This is an optimization exercise on Yosys and OpenROAD, whose aim is small area, a short achievable clock period and few clock cycles per item, not a production implementation. At most, simulation tests tie the RTL to the original design; equivalence was not proved. The series may have gaps, and a smaller design here may also do less where the tests do not look. For run 2, only the layout was checked, not whether the RTL still works.

File: run.sh
#!/bin/bash
# synth_recipe.tcl (not shown) runs the flow's synth.tcl, then flattens the netlist and writes it again
# the make line also repeats each setting of config.mk as NAME=value (left out here)
make -C /OpenROAD-flow-scripts/flow DESIGN_CONFIG=/design/flow/config.mk WORK_HOME=/design/flow/orfs CLKGATE_MAP_FILE= SYNTH_SCRIPT=/design/flow/synth_recipe.tcl finish
File: config.mk
export PLATFORM = sky130hd
export DESIGN_NAME = Cfu
export DESIGN_NICKNAME = Cfu
export VERILOG_FILES = /design/flow/design.v
export SDC_FILE = /design/flow/constraint.sdc
export NUM_CORES = 4
export LEC_CHECK = 0
export CAP_MARGIN = 20
export CORE_MARGIN = 2
export CORE_UTILIZATION = 45
export PLACE_DENSITY = 0.6
export SLEW_MARGIN = 20
File: constraint.sdc
create_clock -name core_clock -period 15.0 [get_ports {clk}]
set_input_delay 3.0000 -clock core_clock [delete_from_list [all_inputs] [get_ports {clk}]]
set_output_delay 3.0000 -clock core_clock [all_outputs]
set_load 0.01 [all_outputs]
File: design.v
module Cfu (
    input               cmd_valid,
    output              cmd_ready,
    input      [9:0]    cmd_payload_function_id,
    input      [31:0]   cmd_payload_inputs_0,
    input      [31:0]   cmd_payload_inputs_1,
    output reg          rsp_valid,
    input               rsp_ready,
    output reg [31:0]   rsp_payload_outputs_0,
    input               reset,
    input               clk
);
    reg [8:0] InputOffset;
    wire signed [15:0] prod_0, prod_1, prod_2, prod_3;
    assign prod_0 =  ($signed(cmd_payload_inputs_0[7 : 0]) + $signed(InputOffset))
                    * $signed(cmd_payload_inputs_1[7 : 0]);
    assign prod_1 =  ($signed(cmd_payload_inputs_0[15: 8]) + $signed(InputOffset))
                    * $signed(cmd_payload_inputs_1[15: 8]);
    assign prod_2 =  ($signed(cmd_payload_inputs_0[23:16]) + $signed(InputOffset))
                    * $signed(cmd_payload_inputs_1[23:16]);
    assign prod_3 =  ($signed(cmd_payload_inputs_0[31:24]) + $signed(InputOffset))
                    * $signed(cmd_payload_inputs_1[31:24]);
    wire signed [31:0] sum_prods;
    assign sum_prods = prod_0 + prod_1 + prod_2 + prod_3;
    assign cmd_ready = ~rsp_valid & ~calculating;
    reg [31:0] exp_input, exp_integer_bits;
    reg exp_input_valid;
    wire exp_finish;
    wire [31:0] exp_result;
    exp EXP (
        .clk(clk),
        .rst(reset),
        .x(exp_input),
        .integer_bits(exp_integer_bits[3:0]),
        .input_valid(exp_input_valid),
        .exp_x(exp_result),
        .output_valid(exp_finish)
    );
    reg [31:0] re_input;
    reg re_input_valid;
    wire [31:0] re_result;
    wire re_finish;
    reciprocal RECIPROCAL (
        .clk(clk),
        .rst(reset),
        .x(re_input),
        .input_valid(re_input_valid),
        .reciprocal(re_result),
        .output_valid(re_finish)
    );
    wire signed [31:0] quantized_result;
    reg [31:0] quantized_multiplier, quantized_shift, quantized_x;
    reg quan_input_valid;
    wire quan_finish;
    MultiplyByQuantizedMultiplier MBQM (
        .clk(clk),
        .x(quantized_x),
        .quantized_multiplier(quantized_multiplier),
        .shift(quantized_shift),
        .reset(reset),
        .result(quantized_result),
        .input_valid(quan_input_valid),
        .output_valid(quan_finish)
    );
    reg calculating;
    always @(posedge clk) begin
        if (reset) begin
            rsp_payload_outputs_0 <= 32'b0;
            rsp_valid <= 1'b0;
            calculating <= 0;
            exp_input <= 0;
            exp_input_valid <= 0;
            re_input <= 0;
            re_input_valid <= 0;
            quan_input_valid <= 0;
            InputOffset <= 0;
        end else if (rsp_valid) begin
            rsp_valid <= ~rsp_ready;
        end else if (cmd_valid && cmd_ready) begin
            if (cmd_payload_function_id[9:3] == 0) begin
                rsp_payload_outputs_0 <= 32'b0;
                InputOffset <= cmd_payload_inputs_0[8:0];
                rsp_valid <= 1'b1;
            end 
            else if (cmd_payload_function_id[9:3] == 1) begin
                rsp_payload_outputs_0 <= rsp_payload_outputs_0 + sum_prods;
                rsp_valid <= 1'b1;
            end 
            else if (cmd_payload_function_id[9:3] == 10) begin
                quantized_x <= cmd_payload_inputs_0;
                quantized_multiplier <= cmd_payload_inputs_1;
                rsp_valid <= 1'b1;
            end
            else if (cmd_payload_function_id[9:3] == 11) begin
                quantized_shift <= cmd_payload_inputs_0;
                quan_input_valid <= 1;
                calculating <= 1;
            end
            else if (cmd_payload_function_id[9:3] == 12) begin
                exp_input <= cmd_payload_inputs_0;
                exp_integer_bits <= cmd_payload_inputs_1;
                exp_input_valid <= 1;
                calculating <= 1;
            end
            else if (cmd_payload_function_id[9:3] == 13) begin
                re_input <= cmd_payload_inputs_0;
                re_input_valid <= 1;
                calculating <= 1;
            end
        end
        else if (exp_input_valid || re_input_valid || quan_input_valid) begin
            exp_input_valid <= 0;
            re_input_valid <= 0;
            quan_input_valid <= 0;
        end
        else if (exp_finish == 1) begin
            calculating <= 0;
            rsp_valid <= 1'b1;
            rsp_payload_outputs_0 <= exp_result;
        end
        else if (re_finish == 1) begin
            calculating <= 0;
            rsp_valid <= 1'b1;
            rsp_payload_outputs_0 <= re_result;
        end
        else if (quan_finish == 1) begin
            calculating <= 0;
            rsp_valid <= 1'b1;
            rsp_payload_outputs_0 <= quantized_result;
        end
    end
endmodule
module exp(
    input wire clk,
    input wire rst,
    input wire [31:0] x,
    input wire [3:0] integer_bits,
    input wire input_valid,
    output reg [31:0] exp_x,
    output reg output_valid
);
    localparam IDLE = 0, CALC = 1, DONE = 2, INIT = 3;
    reg [1:0] state;
    reg [2:0] i;
    reg [36:0] x_extention;
    reg [36:0] temp;  
    reg [73:0] x_power;
    reg [73:0] term;
    reg [15:0] multiplier [0:5];
    always @(posedge clk) begin
        if (rst) begin
            state <= IDLE;
            temp <= 37'd0;
            x_power <= 74'd0;
            term <= 74'd0;
            i <= 0;
            x_extention <= 37'd0;
            output_valid <= 0;
            multiplier[0] <= 16'b1000000000000000;
            multiplier[1] <= 16'b0010101010101010;
            multiplier[2] <= 16'b0000101010101010;
            multiplier[3] <= 16'b0000001000100010;
            multiplier[4] <= 0;
            multiplier[5] <= 0;
        end 
        else begin
            case(state)
                IDLE: begin
                    output_valid <= 0;
                    if (input_valid) begin
                        x_extention <= {6'b0, x[30:0]} << integer_bits;  
                        temp <= 64'd1 << 31;  
                        i <= 1;
                        state <= INIT;
                    end
                end
                INIT: begin
                    x_power <= (x_extention * x_extention) >> 31;
                    term <= x_extention;
                    i <= i + 1;
                    state <= CALC;
                end
                CALC: begin
                    if (i <= 6) begin
                        term <= (x_power * multiplier[i-2]) >> 16;
                        temp <= (i % 2 == 1) ? temp + term : temp - term;
                        x_power <= (x_power * x_extention) >> 31;
                        i <= i + 1;
                    end else begin
                        state <= DONE;
                    end
                end
                DONE: begin
                    state <= IDLE;
                    exp_x <= temp[31] == 1 ? temp[31:0] - 1 : temp[31:0];
                    output_valid <= 1;
                end
            endcase
        end
    end
endmodule
module reciprocal(
    input wire clk,
    input wire rst,
    input wire [31:0] x,
    input wire input_valid,
    output reg [31:0] reciprocal,
    output reg output_valid
);
    localparam [33:0] CONSTANT_48_OVER_17 = 34'b0_10_1101001011010010110100101101001;  
    localparam [33:0] CONSTANT_32_OVER_17 = 34'b0_01_1110000111100001111000011110000;  
    localparam IDLE = 0, INIT = 1, CALC1 = 2, CALC2 = 3, CALC3 = 4, CALC4 = 5, DONE = 6;
    reg [2:0] state; 
    reg [33:0] half_denominator;
    reg [33:0] xi;
    reg [33:0] half_denominator_times_xi;
    reg [33:0] one_minus_half_denominator_times_xi;
    reg [33:0] correction;
    wire [67:0] temp0 = CONSTANT_48_OVER_17 - ((half_denominator * CONSTANT_32_OVER_17) >> 31);
    wire [67:0] temp1 = (half_denominator * xi) >> 31;
    wire [67:0] temp2 = (xi * one_minus_half_denominator_times_xi) >> 31;
    integer iteration_count;
    always @(posedge clk) begin
        if (rst) begin
            state <= IDLE;
            half_denominator <= 0;
            xi <= 0;
            half_denominator_times_xi <= 0;
            one_minus_half_denominator_times_xi <= 0;
            correction <= 0;
            iteration_count <= 0;
            output_valid <= 0;
        end
        else begin
            case (state)
            IDLE: begin
                output_valid <= 0;
                reciprocal <= 0;
                if (input_valid) begin
                    state <= INIT;
                end
                half_denominator <= (x + (34'h1 << 31)) >> 1;
            end
            INIT: begin
                xi <= temp0[33:0];
                iteration_count <= 0;
                state <= CALC1;
            end
            CALC1: begin
                half_denominator_times_xi <= temp1[33:0];
                state <= CALC2;
            end
            CALC2: begin
                if (half_denominator_times_xi > (34'h1 << 31)) begin
                    one_minus_half_denominator_times_xi <= half_denominator_times_xi - (34'h1 << 31);
                end else begin
                    one_minus_half_denominator_times_xi <= (34'h1 << 31) - half_denominator_times_xi;
                end
                state <= CALC3;
            end
            CALC3: begin
                correction <= temp2[33:0];
                state <= CALC4;
            end
            CALC4: begin
                if (half_denominator_times_xi > (34'h1 << 31)) begin
                    xi <= xi - correction;
                end else begin
                    xi <= xi + correction;
                end
                iteration_count <= iteration_count + 1;
                if (iteration_count >= 3) begin
                    state <= DONE;
                end else begin
                    state <= CALC1;   
                end
            end
            DONE: begin
                reciprocal <= {xi[33], xi[31:1]};   
                output_valid <= 1;
                state <= IDLE;
            end
            endcase
        end
    end
endmodule
module MultiplyByQuantizedMultiplier
(
    input clk,
    input reset,
    input [31:0] x,
    input [31:0] quantized_multiplier,
    input [31:0] shift,
    output reg [31:0] result,
    input input_valid,
    output reg output_valid
);
    wire [31:0] left_shifted;
    wire [31:0] right_shift;
    wire [63:0] mul_result;
    assign left_shifted = x << (shift[31] ? 0 : shift);
    assign right_shift = (shift[31] ? -shift : 0);
    assign mul_result = $signed(left_shifted) * $signed(quantized_multiplier);
    reg valid_1;
    reg [63:0] mul_result_reg;
    reg [31:0] left_shifted_reg, right_shift_reg, quantized_multiplier_reg;
    always @(posedge clk) begin
        if (reset) begin
            valid_1 <= 0;
        end
        else if (input_valid) begin
            valid_1 <= 1;
            mul_result_reg <= mul_result;
            left_shifted_reg <= left_shifted;
            right_shift_reg <= right_shift;
            quantized_multiplier_reg <= quantized_multiplier;
        end 
        else begin
            valid_1 <= 0;
        end
    end
    wire [63:0] adjusted_mul_result;
    wire [31:0] nudge;
    wire overflow;
    wire [31:0] mul_high;
    assign overflow = (left_shifted_reg == quantized_multiplier_reg) && (left_shifted_reg == 32'h80000000);
    assign nudge = mul_result_reg[63] ? 32'hbfffffff : 32'h40000000;
    assign adjusted_mul_result = mul_result_reg + nudge;
    assign mul_high = overflow ? 32'h7fffffff : adjusted_mul_result[62:31];
    reg valid_2;
    reg [31:0] right_shift_reg2;
    reg [31:0] mul_high_reg2;
    always @(posedge clk) begin
        if (reset) begin
            valid_2 <= 0;
        end
        else if (valid_1) begin
            valid_2 <= 1;
            right_shift_reg2 <= right_shift_reg;
            mul_high_reg2 <= mul_high;
        end 
        else begin
            valid_2 <= 0;
        end
    end
    wire [31:0] remainder, threshold, mask;
    wire [31:0] x_shifted;
    assign mask = (32'h1 << right_shift_reg2) - 32'h1;
    assign remainder = mul_high_reg2 & mask;
    assign threshold = (mask >> 1) + (mul_high_reg2[31] ? 1 : 0);
    assign x_shifted = $signed(mul_high_reg2) >>> right_shift_reg2;
    reg valid_3;
    reg [31:0] remainder_reg3, threshold_reg3;
    reg [31:0] x_shifted_reg3;
    always @(posedge clk) begin
        if (reset) begin
            valid_3 <= 0;
        end
        else if (valid_2) begin
            valid_3 <= 1;
            remainder_reg3 <= remainder;
            threshold_reg3 <= threshold;
            x_shifted_reg3 <= x_shifted;
        end 
        else begin
            valid_3 <= 0;
        end
    end
    wire [31:0] x_rounded;
    assign x_rounded = x_shifted_reg3 + (remainder_reg3 > threshold_reg3 ? 1 : 0);
    always @(posedge clk) begin
        if (reset) begin
            output_valid <= 0;
        end
        else if (valid_3) begin
            output_valid <= 1;
            result <= x_rounded;
        end 
        else begin
            output_valid <= 0;
        end
    end
endmodule
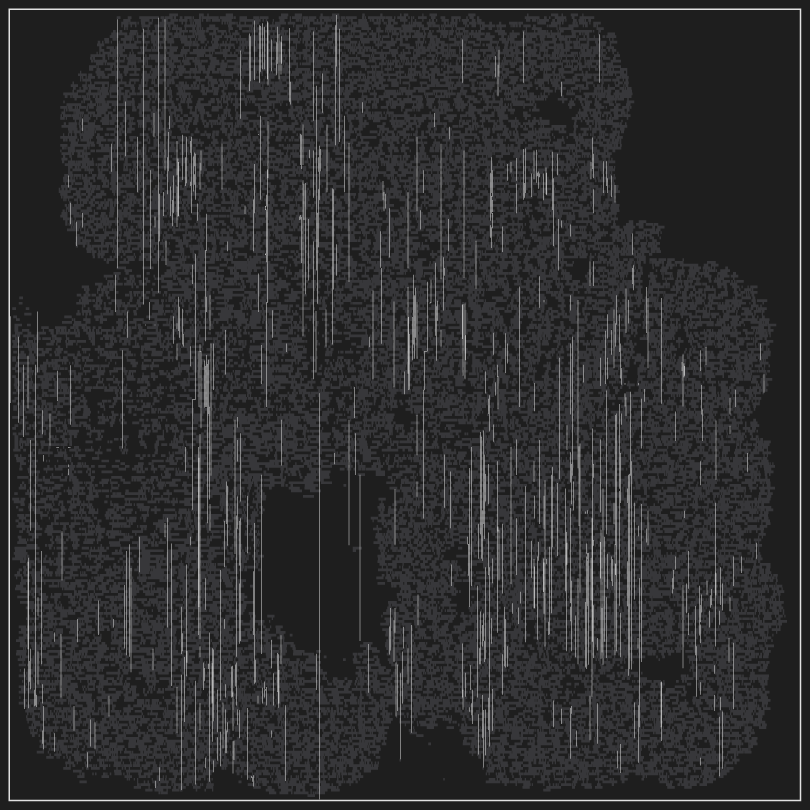
run_1/layer_met4.png
(1 px per µm)
share of all routed wire: 3.7%
main direction: vertical
longest straight run: 406 µm

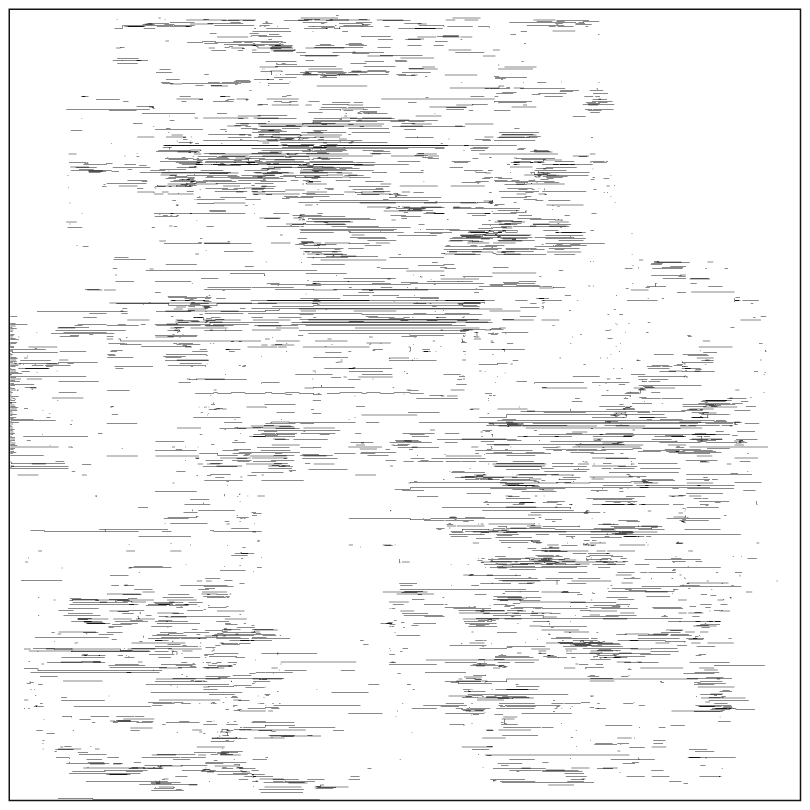
run_1/layer_met3.png
(1 px per µm)
longest straight run: 323 µm
main direction: horizontal
nets with wire on the layer: 1563
share of all routed wire: 8.1%
wire length on this layer: 68.3 mm

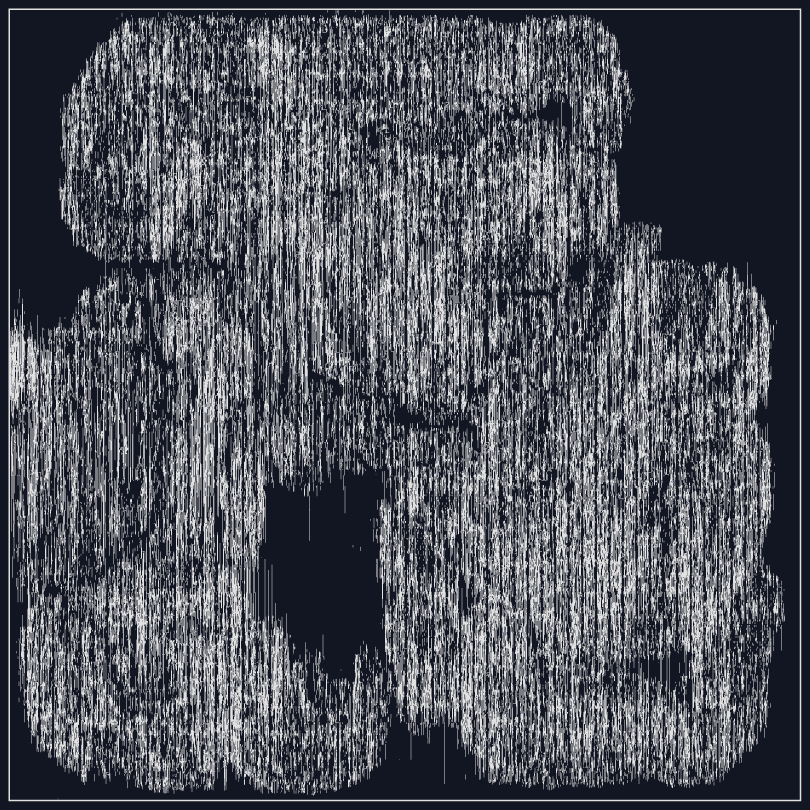
run_1/layer_met2.png
(1 px per µm)
main direction: vertical
wire length on this layer: 392 mm
nets with wire on the layer: 32255
routed vias: 202000
GR Util met2: 45.0%
routed wire length: 848 mm

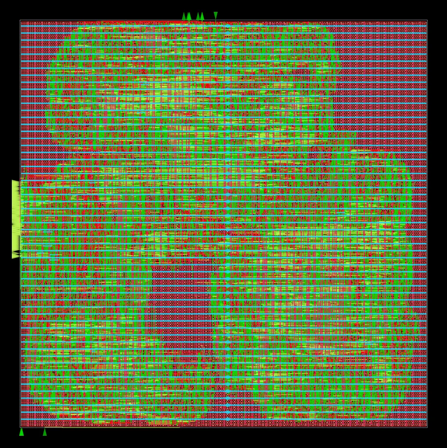
run_1/layout.png
Core Rows: 288
final core occ: 47.5%
die width: 790 µm

==> key figures, run 1 <==
Clock tree
  – Num Clock Sinks: slightly below 1000
  – Post-CTS Setup Repair Bufs: 0
  – Total CTS buffers: 135
  – CTS tree: done
  – Number of hold buffers added after CTS: 0
  – Clock latency (worst-skew pair): 0.89 ns
  – CTS H-tree depth: 4
  – Worst-path clk slew: about 0.06 ns
  – CTS Buffer Depth: 4
  – Post-cts gate resize count: 0
  – CTS root buf: clkbuf_16

Critical path
  – CP max-delay cell: fa_1
  – Critical Path Sink Type: flip-flop
  – WP data arrival: 14.37 ns
  – CP Class: in -> reg
  – CP dominant cell by count: fa_1
  – Worst Path Required: 15.80 ns
  – Slowest cell delay on critical path: 0.53 ns
  – Crit path max fanout: 8
  – Startpoint Class: primary input

Global route
  – Gr usage total: 27.8%
  – First-pass GRT wire length: about 1300 mm
  – Number of global-route vias before repair: 219000
  – Largest net degree at the start of global routing: 99
  – Antenna violations before repair: 55
  – Grt ovf: 0

Floorplanning
  – # IOs: 112
  – Die area: 624000 µm²
  – Core area: 615000 µm²
  – Starting Density: a little under half

Yosys
  – Synth area leader: fa_1
  – Adder-cell share of the synthesized area: 56.3%
  – Synth Area in Compound Gates: 5.14%
  – Post-Syn Instances: 30300
  – Largest family of logic cells by synthesized area: adder cells
  – Synth warn: 5
  – FFs w/ async S/R, synth: 0%
  – Synthesized area per cell: 9.15 µm²
  – Mux contribution to synthesized area: about 1.1%
  – EDFF count, synth: 516
  – Part of the Yosys area used for sequential elements: 8.94%
  – Simple-gate share of the synthesized area: approximately 14%
  – Top-count cell post-synth: inv_1
  – Main flop type after synthesis: edfxtp_1
  – XOR/XNOR Fraction of Synth Area: 2.46%
  – Yosys top cell area share: 46.1%
  – Syn_nets: a little under 40000
  – Distinct cells, synth: 111
  – Area contributors post-synth: fa_1 (46%), ha_1 (10%), inv_1 (9.8%)
  – Post-Syn Area: 278000 µm²
  – Synth Register Bits: 982
  – Synth top cells by count: inv_1 (7283), fa_1 (6399), nand2_1 (4847), ha_1 (2249), and2_1 (1836)

Finish
  – Area delta synth->final: 5.15%
  – Final nets: 38300
  – Layout cells sized above 1: 3.58%
  – Non-Filler Instances: 37800
  – Multi-input gate area: 220000 µm²
  – Register Area: 25100 µm²
  – Number of flip-flops in the largest register: 64
  – Fill cells: 58500

STA
  – # setup viols final: 0
  – Fin worst setup slack: 1.44 ns
  – Slew Limit Headroom: 15.6%
  – Min Hold Slack: 0.417 ns
  – Final Cycle Share: 90.4%
  – Worst Clk Skew: 0.0898 ns
  – Maximum clock rate: 0.0737 GHz
  – Final Hold Vio Count: 0
  – RSZ-0062 raised after global routing: no
  – Post-route minimum period: 13.56 ns
  – Worst-Margin Slew: about 1.3 ns
  – Setup tns final: 0 ns
  – Fin. max-slew vios: 0

Placement
  – Post-DP HPWL: 665 mm
  – Dpl ws: 0.679 ns
  – Number of instances in the placed design: approximately 38000
  – RePlAce Congestion: 0.937
  – PortBufs: 108

Drt
  – Vias per Instance: 5.34
  – Initial DRC count: 14900
  – Routed wire per std cell: 22.5 µm
  – DRT antenna net count: 0
  – Drt drc: 0
  – Drt first pass iters: 7

Min path
  – HP Class: reg -> reg

Status
  – Status: finished clean

Flow run
  – Max_cap viols: 0
Testbench counts for the RTL of run 1, summed over its fixed seeds: cycles 15,804, items 3,342.
## run 1: cell families (layout without fill, tap and decap cells)
family / Yosys count / after routing
flops: 982 / 982
xor+xnor: 776 / 776
mux: 271 / 271
fa+ha+maj: 8648 / 8648
buf+inv: 8843 / 8135
compound gates: 2260 / 2260
other cells: 0 / 17
simple gates: 8566 / 8566
## run 1: critical path, delay by kind of cell
family / cells / cell delay, ns
compound gates: 22 / 4.16
simple gates: 6 / 1.29
fa+ha+maj: 11 / 4.52
xor+xnor: 2 / 0.68
buf+inv: 5 / 0.67
## run 1: per-stage QoR
step / area (µm²)
4_1_cts: 292000
2_1_floorplan: 278000
5_1_grt: 292000
3_5_place_dp: 287000
3_3_place_gp: 287000
6_report: 292000
## run 1: placed cells by master, fill, tap and decap left out, types with 72 or more instances in the layout
| master | instances |
|---|---|
| inv_1 | 7283 |
| fa_1 | 6399 |
| nand2_1 | 4845 |
| ha_1 | 2248 |
| and2_1 | 1836 |
| a21oi_1 | 810 |
| nor2_1 | 792 |
| edfxtp_1 | 516 |
| xnor2_1 | 510 |
| buf_4 | 476 |
| o21ai_0 | 395 |
| dfxtp_1 | 327 |
| xor2_1 | 263 |
| a21o_1 | 218 |
| mux2i_1 | 212 |
| nor3_1 | 201 |
| a211oi_1 | 148 |
| and3_1 | 147 |
| clkbuf_16 | 143 |
| nand3_1 | 131 |
| nor2b_1 | 109 |
| clkdlybuf4s50_1 | 107 |
| nand4_1 | 105 |
| dfxtp_2 | 94 |
| nand2b_1 | 91 |
| o21bai_1 | 90 |
| o21a_1 | 76 |
| nor4_1 | 72 |
## run 1: per-layer routing
| layer | routed length (µm) | up-vias | global-route usage (%) | share of wire (%) |
|---|---|---|---|---|
| met2 | 392000 | 7179 | 45.0 | 46 |
| met4 | 31400 | 22 | 8.62 | 3.7 |
| met1 | 357000 | 105000 | 38.3 | 42 |
| met5 | 138 | - | 0 | 0.016 |
| met3 | 68300 | 1363 | 4.81 | 8.1 |
| li1 | - | 88300 | - | - |
## run 1: final cells by class
| cell class | instances | share of cell area [%] |
|---|---|---|
| Inverter | 7301 | 9.38 |
| Multi-Input combinational cell | 20500 | 75.3 |
| Sequential cell | 982 | 8.60 |
| Timing Repair Buffer | 590 | 1.64 |
| Clock inverter | 62 | 0.210 |
| Clock buffer | 182 | 1.33 |
| Tap cell | 8120 | 3.48 |
| Antenna cell | 17 | 0.0146 |
## run 1: path summary, 6_finish.rpt
path,startpoint,endpoint,slack (ns),cells after the start
worst min-delay path,MBQM.right_shift_reg[11],MBQM.right_shift_reg2[11],0.42,0
worst max register to register,quantized_shift[12],MBQM.mul_result_reg[63],1.88,39
worst max-delay path,cmd_payload_inputs_0[0],rsp_payload_outputs_0[30],1.44,46
worst min register to register,MBQM.right_shift_reg[11],MBQM.right_shift_reg2[11],0.42,0
run_1/layer_met1.png
(1 px per µm)
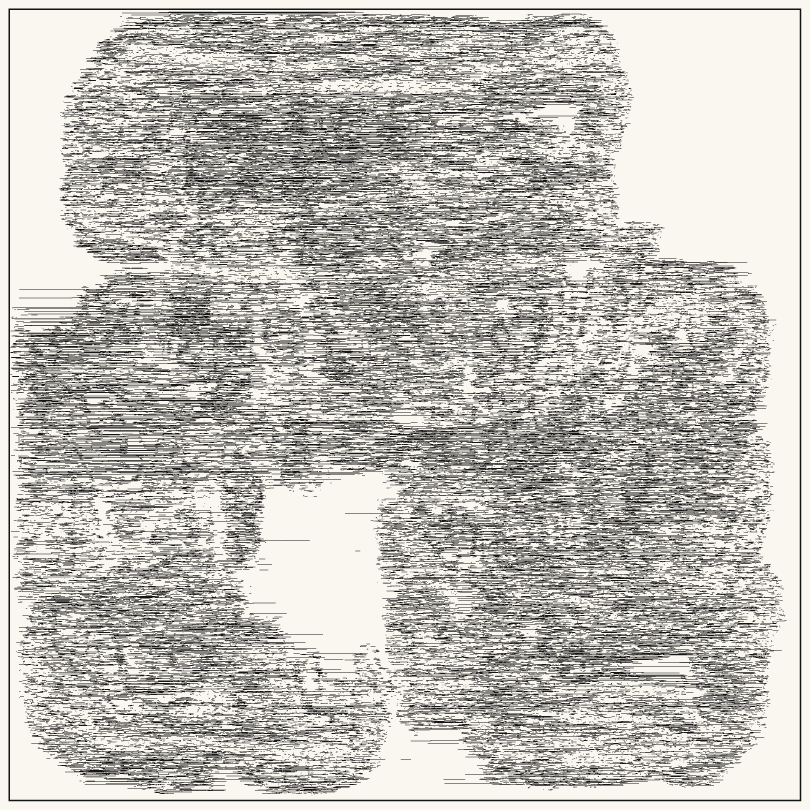

--- run 2: outline of the changes from run 1 ---
design.v: 383 -> 2959 lines; modules unchanged: 0
  Cfu: edited, 132 -> 2959 lines
  removed: exp, reciprocal, MultiplyByQuantizedMultiplier
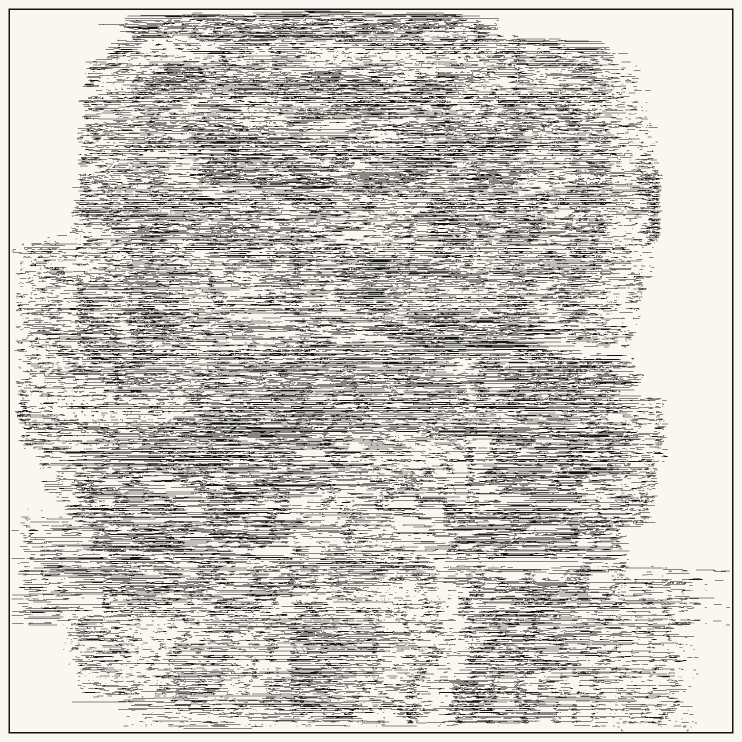
run_2/layer_met1.png
(1.5 px per µm)
wire length on this layer: 156 mm
longest straight run: 145 µm
main direction: horizontal
share of all routed wire: 40%
nets with wire on the layer: 12172
routed vias: 86000
met1 GRT Util: 45.1%

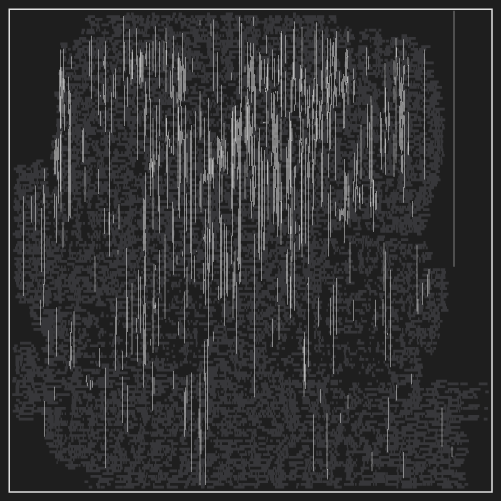
run_2/layer_met4.png
(1 px per µm)
share of all routed wire: 5.7%
longest straight run: 256 µm
nets with wire on the layer: 287
main direction: vertical
wire length on this layer: 22.3 mm

==> run 2 against run 1 <==
Effect of this change:
- non-clock buffer count shrank 250
- via count shrank 57%
- first-iteration DRC count shrank 30%
- highest routed layer unchanged
- sequential cell count shrank 181
==> key figures, run 2 <==
Status
  – Status: finished clean

Yosys
  – Largest family of logic cells by synthesized area: adder cells
  – EDFF count, synth: 262
  – Top-count cell post-synth: inv_1
  – Mux contribution to synthesized area: 2.79%
  – Simple-gate share of the synthesized area: about a tenth
  – Synth Area in Compound Gates: 16.4%
  – XOR/XNOR Fraction of Synth Area: under 10%
  – Main flop type after synthesis: dfxtp_1
  – Synth warn: 1
  – Post-Syn Area: 102000 µm²
  – Area contributors post-synth: fa_1 (27%), dfxtp_1 (11%), edfxtp_1 (7.7%)
  – Yosys top cell area share: 26.7%
  – Post-Syn Instances: 11200
  – Synth top cells by count: inv_1 (1757), fa_1 (1365), a22oi_1 (797), nand2_1 (715), clkbuf_1 (625)
  – Adder-cell share of the synthesized area: around a third
  – Synth Register Bits: 801
  – Synth area leader: fa_1
  – Distinct cells, synth: 92
  – Part of the Yosys area used for sequential elements: 18.2%
  – FFs w/ async S/R, synth: 0%
  – Synthesized area per cell: between 9 and 10 µm²

Clock tree
  – Clock latency (worst-skew pair): roughly 0.76 ns
  – Number of hold buffers added after CTS: 0
  – CTS Buffer Depth: 3
  – Post-cts gate resize count: 0
  – CTS H-tree depth: 3
  – CTS tree: done
  – Total CTS buffers: 95

Drt
  – Vias per Instance: 6.15
  – Routed wire length: 392 mm
  – Drt drc: 0
  – Initial DRC count: 10400
  – Routed wire per std cell: about 28 µm
  – Drt first pass iters: 6

STA
  – Post-route minimum period: 9.52 ns
  – Slew Limit Headroom: 13.5%
  – Final Hold Vio Count: 0
  – Worst Clk Skew: 0.0415 ns
  – Worst-Margin Slew: 1.29 ns
  – RSZ-0062 raised after global routing: no
  – Final Cycle Share: 63.5%
  – Setup tns final: 0 ns
  – # setup viols final: 0

Critical path
  – Startpoint Class: flip-flop
  – CP Class: reg -> reg
  – Critical Path Sink Type: flip-flop
  – Crit path max fanout: 42
  – Worst Path Required: around 16 ns
  – WP data arrival: roughly 10 ns

Floorplanning
  – Core area: 227000 µm²
  – Core Rows: ~180
  – Starting Density: 45.2%

Finish
  – Most common cell after layout, fill and taps aside: inv_1
  – Fill cells: 21600
  – Area delta synth->final: 7.23%
  – Layout cells sized above 1: between 5 and 6%
  – Commonest cells after routing, fill and taps aside: inv_1 (1757), fa_1 (1365), a22oi_1 (797)
  – Final nets: 12900

Placement
  – Post-DP HPWL: 276 mm
  – RePlAce Congestion: around 1.0
  – PortBufs: 108
  – Dpl cell area: 107000 µm²

Global route
  – Gr usage total: between 30 and 40%
  – Antenna violations before repair: 23
  – First-pass GRT wire length: 578 mm
  – Grt ovf: 0
  – Largest net degree at the start of global routing: 75
  – Number of global-route vias before repair: 87000

Flow run
  – Max_cap viols: 0

Min path
  – HP Class: reg -> reg
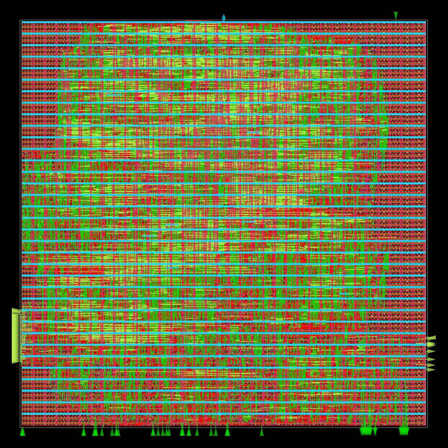
run_2/layout.png
die width: 481 µm
Non-Filler Instances: 14000
die area: 232000 µm²
cell area after layout: 110000 µm²
# IOs: 112

## run 2: changes by cell type after synthesis, moves of 754 or more
| cell | change |
|---|---|
| a22oi_1 | +754 |
| and2_1 | -1597 |
| clkbuf_1 | -802 |
| fa_1 | -5034 |
| ha_1 | -1664 |
| inv_1 | -5526 |
| nand2_1 | -4132 |
## run 2: worst paths after layout
kind	startpoint	end	slack [ns]	cells after the start
worst max-delay path	r1_pass[0]	r2_T[31]	5.48	27
worst min-delay path	r1_B[36]	r2_B[36]	0.39	0
worst max register to register	r1_pass[0]	r2_T[31]	5.48	27
worst min register to register	r1_B[36]	r2_B[36]	0.39	0
## run 2: cells by family after synthesis
logic type / after synthesis
AO/OA/AOI/OAI: 2512
XOR/XNOR: 1168
adder cells (fa/ha/maj): 1950
buffers and inverters: 2546
flip-flops: 801
multiplexers: 209
other: 1
AND/OR/NAND/NOR: 2040
## run 2: metrics by stage
stage	hold WS (ns)	util (%)	worst slack, ns	std cells
floorplan	0.339	-	7.15	11200
global placement	0.380	47.0	5.47	13800
detailed placement	0.386	47.0	5.31	13800
CTS	0.390	48.4	5.30	14000
global route	0.404	48.4	4.88	14000
finish	0.389	48.5	5.48	14000
## run 2: layer usage
metal,vias up,GRT usage (%),wire length (µm)
li1,36500,-,-
met1,42900,45.1,156000
met2,5313,49.1,165000
met3,1309,10.7,48700
met4,14,15.7,22300
met5,-,0.104,92
## run 2: final cells by class
cell class / count / area [µm²] / area share (%)
Antenna cell: 9 / 22.5 / 0.0205
Inverter: 1772 / 6650 / 6.05
Clock inverter: 59 / 604 / 0.550
Clock buffer: 118 / 2660 / 2.42
Sequential cell: 801 / 18800 / 17.1
Timing Repair Buffer: 340 / 2830 / 2.57
Tap cell: 3009 / 3760 / 3.43
Multi-Input combinational cell: 7880 / 74600 / 67.9
## run 2: critical path: stages, from the launching register on
cell and delay (ns):
dfxtp_1 0.31, buf_4 0.38, inv_1 0.32, nor2_2 0.63, nand2_1 0.55, clkinv_1 0.29
buf_4 0.36, a221oi_1 0.10, a21oi_1 0.26, fa_1 0.45, inv_1 0.08, fa_1 0.43
fa_1 0.49, inv_1 0.05, fa_1 0.44, ha_1 0.36, nand4_1 0.13, o21ba_2 0.28
o31ai_1 0.08, buf_4 0.18, nor4bb_1 0.76, o21a_1 0.27, o21ai_0 0.22, o311a_1 0.40
nor3_1 0.52, a211oi_1 0.22, xnor2_1 0.17, o21ai_0 0.60

-- what the ideal ports hide --
Ports are ideal in the flow. The routed layouts listed here were re-timed in OpenROAD.
Step 1 sets driving cells, clkbuf_16 on the clock port and buf_2 on the other inputs (assumed; they add their load-dependent delay and slew).
Step 2 moves the port delays by t, midway between the first and last clock arrival at a register: inputs arrive t later, outputs are due t later. That takes back most of the time a late clock gives input paths.
Three values: ideal ports, drivers, drivers and shift; two values: the first two.
run	t (ns)	setup slack, ns	hold WS [ns]
run 1	0.956	1.437 / 1.517 / 0.561	0.417 / 0.417 / 0.417
run 2	0.839	5.480 / 5.480 / 5.480	0.389 / 0.389 / 0.389
After both steps setup and hold are still met in every run listed. For run 1, which loses most, drivers alone change the setup slack by +0.080 ns; drivers and shift together by -0.876 ns.
